Source: an optimization exercise on an open RTL-to-GDS flow (aim: small area, a short achievable clock period and few clock cycles per item). Production flows keep margins and buffers that such runs may drop.
The RTL was checked by simulation tests, not by an equivalence proof against the original design.

$ cat flow/design.v
`timescale 1ns / 1ps
module incore(
        input clk,
        input rst,
        input [31:0] INSTR,
        input instr_valid,
        output instr_ready,
        output reg [31:0] ALUResult,
        output reg result_valid
    );
    reg [31:0] instr  ;
    wire [4:0] rd;
    wire [4:0] rs1;
    wire [4:0] rs2;
    wire [2:0] funct3;
    wire [6:0] funct7;
    wire [6:0] opcode;
    wire [31:0] imm;
    wire UseImm;
    wire WriteBackEn;
    Decoder MyDecoder(
                 .instr(instr),
                 .rd(rd),
                 .WriteBackEn(WriteBackEn),
                 .rs1(rs1),
                 .rs2(rs2),
                 .funct3(funct3),
                 .funct7(funct7),
                 .opcode(opcode),
                 .imm(imm),
                 .UseImm(UseImm)
                 );
       reg [1:0] state;
       parameter s0=2'b00, s1=2'b01, s2=2'b10, s3=2'b11 ;
    reg [31:0] Data_in ;
    wire [31:0] Regdata1;
    wire [31:0] Regdata2;
     RegisterFile MyRegFile(
                 .clk(clk),
                 .rst(rst),
                 .Data_in(Data_in),
                 .Wr_idx(rd),
                 .En(WriteBackEn && state == s3),
                 .R1_idx(rs1),
                 .R2_idx(rs2),
                 .Reg_1(Regdata1),
                 .Reg_2(Regdata2)
                 );
   wire [31:0] aluout;
    reg [31:0] aluIn1;
    reg [31:0] aluIn2;
    ALU MyALU(
             .In1(aluIn1),
             .In2(aluIn2),
             .opcode(opcode),
             .funct3(funct3),
             .funct7(funct7),
             .Result(aluout)
              );
    assign instr_ready = (state == s0);
    always @(posedge clk)
    begin
        if (rst) begin
            state <= s0;
            result_valid <= 1'b0;
        end else begin
        result_valid <= 1'b0;
        case(state)
        s0    :      begin
                     if (instr_valid) begin
                     instr <= INSTR;
                     state <= s1;
                     end
                     end
       s1     :      begin
                     aluIn1 <= Regdata1;
                aluIn2 <= UseImm ? imm : Regdata2;
                     state <= s2;
                     end
       s2     :      begin
                     ALUResult <= aluout;
                     Data_in <= aluout;
                     result_valid <= 1'b1;
                     state <= s3;
                     end
       s3     :      begin
                     state <= s0;
                     end
         endcase
         end
         end
endmodule
module ALU(
    input [31:0] In1,
    input [31:0] In2,
    input [6:0] opcode,
    input [2:0] funct3,
    input [6:0] funct7,
    output reg [31:0] Result
    );
    localparam [16:0] op_add  = 17'b00000000000110011;
    localparam [16:0] op_sub  = 17'b01000000000110011;
    localparam [16:0] op_sll  = 17'b00000000010110011;
    localparam [16:0] op_slt  = 17'b00000000100110011;
    localparam [16:0] op_sltu = 17'b00000000110110011;
    localparam [16:0] op_xor  = 17'b00000001000110011;
    localparam [16:0] op_srl  = 17'b00000001010110011;
    localparam [16:0] op_sra  = 17'b01000001010110011;
    localparam [16:0] op_or   = 17'b00000001100110011;
    localparam [16:0] op_and  = 17'b00000001110110011;
        always@(*)
  begin
   if (opcode == 7'b0110111) begin
           Result = In2;
   end else if (opcode == 7'b0010011) begin
   case(funct3)
   3'b000 : Result = In1 + In2;
   3'b001 : Result = (funct7 == 7'b0000000) ? In1 << In2[4:0] : 32'd0;
   3'b010 : Result = ($signed(In1) < $signed(In2)) ? 1 : 0;
   3'b011 : Result = (In1 < In2) ? 1 : 0;
   3'b100 : Result = In1 ^ In2;
   3'b101 : if (funct7 == 7'b0000000)
                Result = In1 >> In2[4:0];
            else if (funct7 == 7'b0100000)
                Result = $signed(In1) >>> In2[4:0];
            else
                Result = 32'd0;
   3'b110 : Result = In1 | In2;
   default : Result = In1 & In2;
   endcase
   end else
   case({funct7,funct3,opcode})
   op_add : begin
           Result = In1 + In2;
          end
   op_sub : begin
           Result = In1 - In2;
          end
   op_sll : begin
           Result = In1 << In2[4:0];
          end
   op_slt : begin
           Result = ($signed(In1) < $signed(In2)) ? 1 : 0;
          end
   op_sltu : begin
           Result = (In1 < In2) ? 1 : 0;
          end
   op_xor : begin
           Result = In1 ^ In2;
          end
    op_srl : begin
           Result = In1 >> In2[4:0];
          end
    op_sra : begin
           Result = $signed(In1) >>> In2[4:0];
          end
    op_or : begin
           Result = In1 | In2;
          end
    op_and : begin
           Result = In1 & In2;
           end
    default : begin
           Result = 32'd0;
           end
   endcase
  end
endmodule
module Decoder(
    input [31:0] instr,
    output wire [4:0]  rd,
    output wire [4:0]  rs1,
    output wire [4:0]  rs2,
    output wire [2:0] funct3,
    output wire [6:0] funct7,
    output wire [6:0] opcode,
    output wire [31:0] imm,
    output wire UseImm,
    output wire WriteBackEn
    );
    assign opcode = instr[6:0];
    assign rd     = instr[11:7];
    assign funct3 = instr[14:12];
    assign rs1    = instr[19:15];
    assign rs2    = instr[24:20];
    assign funct7 = instr[31:25];
    assign imm    = (opcode == 7'b0110111) ? {instr[31:12], 12'd0}
                                           : {{20{instr[31]}}, instr[31:20]};
    assign UseImm = (opcode == 7'b0010011) || (opcode == 7'b0110111);
    wire r_ok  = (opcode == 7'b0110011) &&
                 ((funct7 == 7'b0000000) ||
                  (funct7 == 7'b0100000 && (funct3 == 3'b000 || funct3 == 3'b101)));
    wire i_ok  = (opcode == 7'b0010011) &&
                 ((funct3 != 3'b001 && funct3 != 3'b101) ||
                  (funct7 == 7'b0000000) ||
                  (funct7 == 7'b0100000 && funct3 == 3'b101));
    wire u_ok  = (opcode == 7'b0110111);
    assign WriteBackEn = r_ok || i_ok || u_ok;
endmodule
module RegisterFile(
    input clk,
    input rst,
    input [31:0] Data_in,
    input [4:0] Wr_idx,
    input En,
    input [4:0] R1_idx,
    input [4:0] R2_idx,
    output [31:0] Reg_1,
    output [31:0] Reg_2
    );
    reg [31:0] GPR [31:1];
    integer i;
    assign Reg_1 = (R1_idx == 5'd0) ? 32'd0 : GPR[R1_idx];
    assign Reg_2 = (R2_idx == 5'd0) ? 32'd0 : GPR[R2_idx];
    always @(posedge clk)
    begin
     if (rst) begin
      for (i = 1; i < 32; i = i + 1)
       GPR[i] <= (i < 4) ? i : 32'd0;
     end else if (En && Wr_idx != 5'd0) begin
      GPR[Wr_idx] <= Data_in;
     end
    end
endmodule
$ cat flow/run.sh
#!/bin/bash
# synth_recipe.tcl (not shown) runs the flow's synth.tcl, then flattens the netlist and writes it again
# the make line also repeats each setting of config.mk as NAME=value (left out here)
make -C /OpenROAD-flow-scripts/flow DESIGN_CONFIG=/design/flow/config.mk WORK_HOME=/design/flow/orfs CLKGATE_MAP_FILE= SYNTH_SCRIPT=/design/flow/synth_recipe.tcl finish
$ cat flow/config.mk
export PLATFORM = sky130hd
export DESIGN_NAME = incore
export DESIGN_NICKNAME = incore
export VERILOG_FILES = /design/flow/design.v
export SDC_FILE = /design/flow/constraint.sdc
export NUM_CORES = 4
export LEC_CHECK = 0
export CAP_MARGIN = 20
export CORE_MARGIN = 2
export CORE_UTILIZATION = 40
export SLEW_MARGIN = 20
$ cat flow/constraint.sdc
create_clock -name core_clock -period 10.0 [get_ports {clk}]
set_input_delay 2.0000 -clock core_clock [delete_from_list [all_inputs] [get_ports {clk}]]
set_output_delay 2.0000 -clock core_clock [all_outputs]
set_load 0.01 [all_outputs]
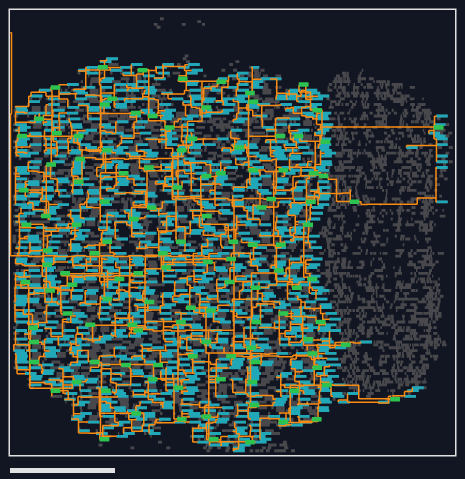
(clock network drawn from the DEF)
The bar under the picture is 100 microns long.
[clock-net drivers] green | count: 121
[clock wires] orange | length: 15500 microns
[flip-flops] cyan | count: 1160
routed clock nets: 122

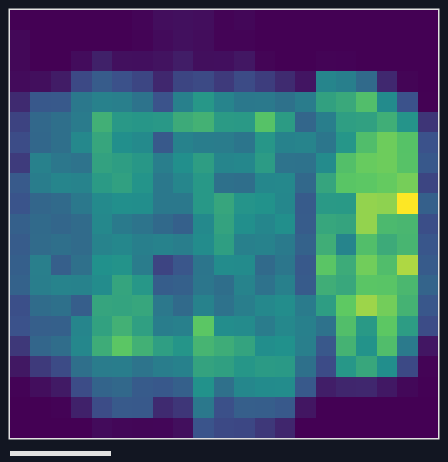
(routed metal per tile)
The bar under the picture is 100 microns long. 21 x 21 tiles, from dark purple (low) to yellow (high), scaled to the fullest tile. Values are wire area over tile area, all layers added.
densest ninth of the die: right middle
emptiest ninth of the die: top left
fullest tile: 0.73
tiles over half the peak: 25%
nearly empty tiles: 17%
mean over tiles: 0.25

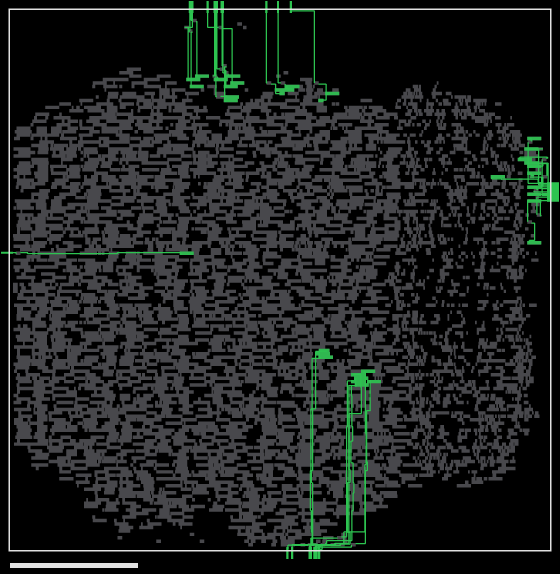
(nets reached from selected ports)
The bar under the picture is 100 microns long.
| port | color | bits | direction | end cells | buffers | wire |
|---|---|---|---|---|---|---|
| INSTR | green | 32 | input | 37 | 32 | 2820 microns |
port bufs: 68
number of I/O pins: 69

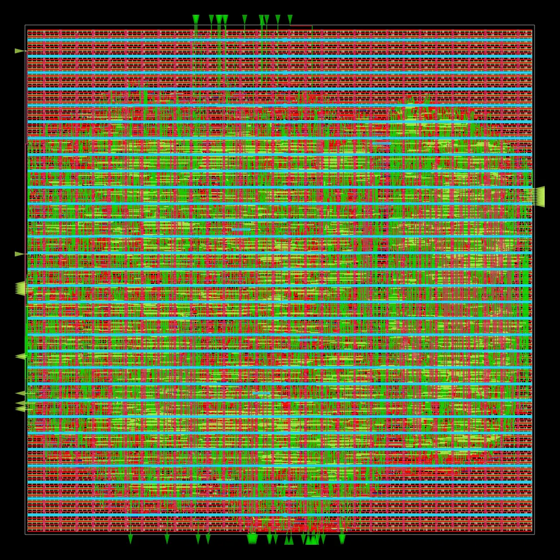
(full-chip view from the flow's report step)
# rows: 153
Final Cell Area: 77200 sq um
final WL: 262 mm
Chip Width: 423 microns
non-filler cells in the finished layout: 7458

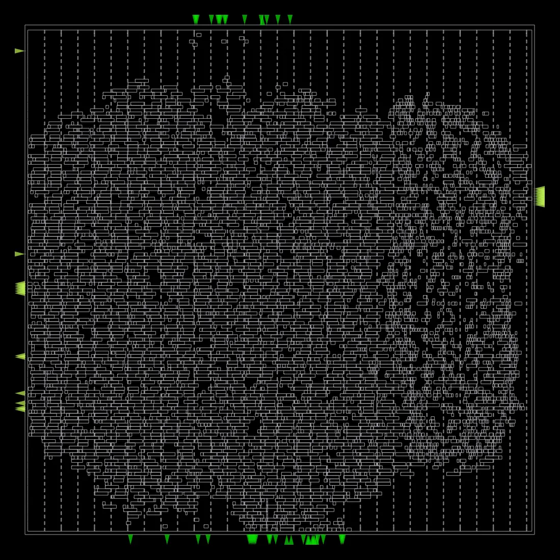
(placement view)
FFs & Latches: 1160
Core ar.: 174000 sq um
tapcells inserted: 2325

==> impl_metrics.env <==
export IMPL_status="finished clean"
export IMPL_die_area_sq_um=179000
export IMPL_ys_types=99
export IMPL_grtUsageMet1_pct=38.3
export IMPL_cts_htree_levels=3
export IMPL_synth_top_family_by_area="multiplexers"
export IMPL_start_util_pct=40.3
export IMPL_fmax_mhz=170
export IMPL_path_common_cell="buf_4"
export IMPL_ys_warn_count=3
export IMPL_reg2reg_from="instr[14]"
export IMPL_vias=48148
export IMPL_power_frac_seq_pct=38.7
export IMPL_met1_length_mm=97.9
export IMPL_grt_remaining_overflow=0
export IMPL_path_clk_slew_ps=60
export IMPL_hold_depth=2
export IMPL_wl_per_cell_microns=35.2
export IMPL_largest_reg_flops=1024
export IMPL_crit_required_ps=10350
export IMPL_inverters=103
export IMPL_track_usage_pct=28.9
export IMPL_final_util_pct=44.3
export IMPL_rsz0062_at_grt="false"
export IMPL_postPlaceCellArea_sq_um=73200
export IMPL_antenna_left=0
export IMPL_hold_buffers=0
export IMPL_slew_viol_final=0
export IMPL_routed_wl_met3_mm=26.8
export IMPL_p_total_mw=15.5
export IMPL_max_stage_delay_ps=1000
export IMPL_synth_top_cell_by_area="edfxtp_1"
export IMPL_ys_seq_area_share_pct=49.5
export IMPL_gp_congestion=1.02
export IMPL_multi_input_gates=3436
export IMPL_p_comb_mw=4.95
export IMPL_power_switching_mw=5.48
export IMPL_max_vdd_ir_drop_v=0.000159
export IMPL_via_per_inst=6.46
export IMPL_path_cells="buf_4, buf_4, and3b_1, buf_4, nand4_1, buf_4, nand2_1, a31oi_1, o21ai_1, and4bb_2, nand3_2, nor2_4, or2_2"
export IMPL_p_leak_nw=27.1
export IMPL_r2r_end="MyRegFile.GPR[31][30]"
export IMPL_netlist_area_sq_um=70300
export IMPL_cts_max_path_buffers=3
export IMPL_grt_max_degree=92
export IMPL_synth_flop_cell="edfxtp_1"
export IMPL_nets=5159
export IMPL_r2r_setup_slack_ps=4110
export IMPL_insertion_delay_ps=800
export IMPL_crit_type="reg -> reg"
export IMPL_multi_input_area_share_pct=43.3
export IMPL_grt_pass1_vias=46343
export IMPL_synth_fa_ha_area_share_pct=1.86
export IMPL_fin_crit_ps=5890
export IMPL_setup_viol=0
Testbench counts, summed over its fixed seeds: cycles 48,000, items 12,000.

-- separate check: timing with driven ports --
Ports are ideal in the flow. The routed layout listed here was re-timed in OpenROAD.
Step 1, drivers: a clkbuf_16 drives clk and a buf_2 each remaining input, both assumed.
Step 2 adds t to the input delays and takes it off the output delays; t is the mean of the earliest and latest rising clock arrival at the registers after step 1. Input paths then give back, and output paths get back, about the clock's delay inside the block.
a / b / c = ideal / step 1 / step 2; a / b = the first two.
shift t [ns]: 0.849
slack for setup (ns): 4.111 / 4.111 / 3.917
worst setup path at the end: input to register
slew at the worst register clock pin (ns): 0.08 / 0.08
worst slew at a driven data input, ns: 0.06
After both steps setup and hold are still met in this run. For this run, drivers alone change the setup slack by 0.000 ns; drivers and shift together by -0.194 ns.
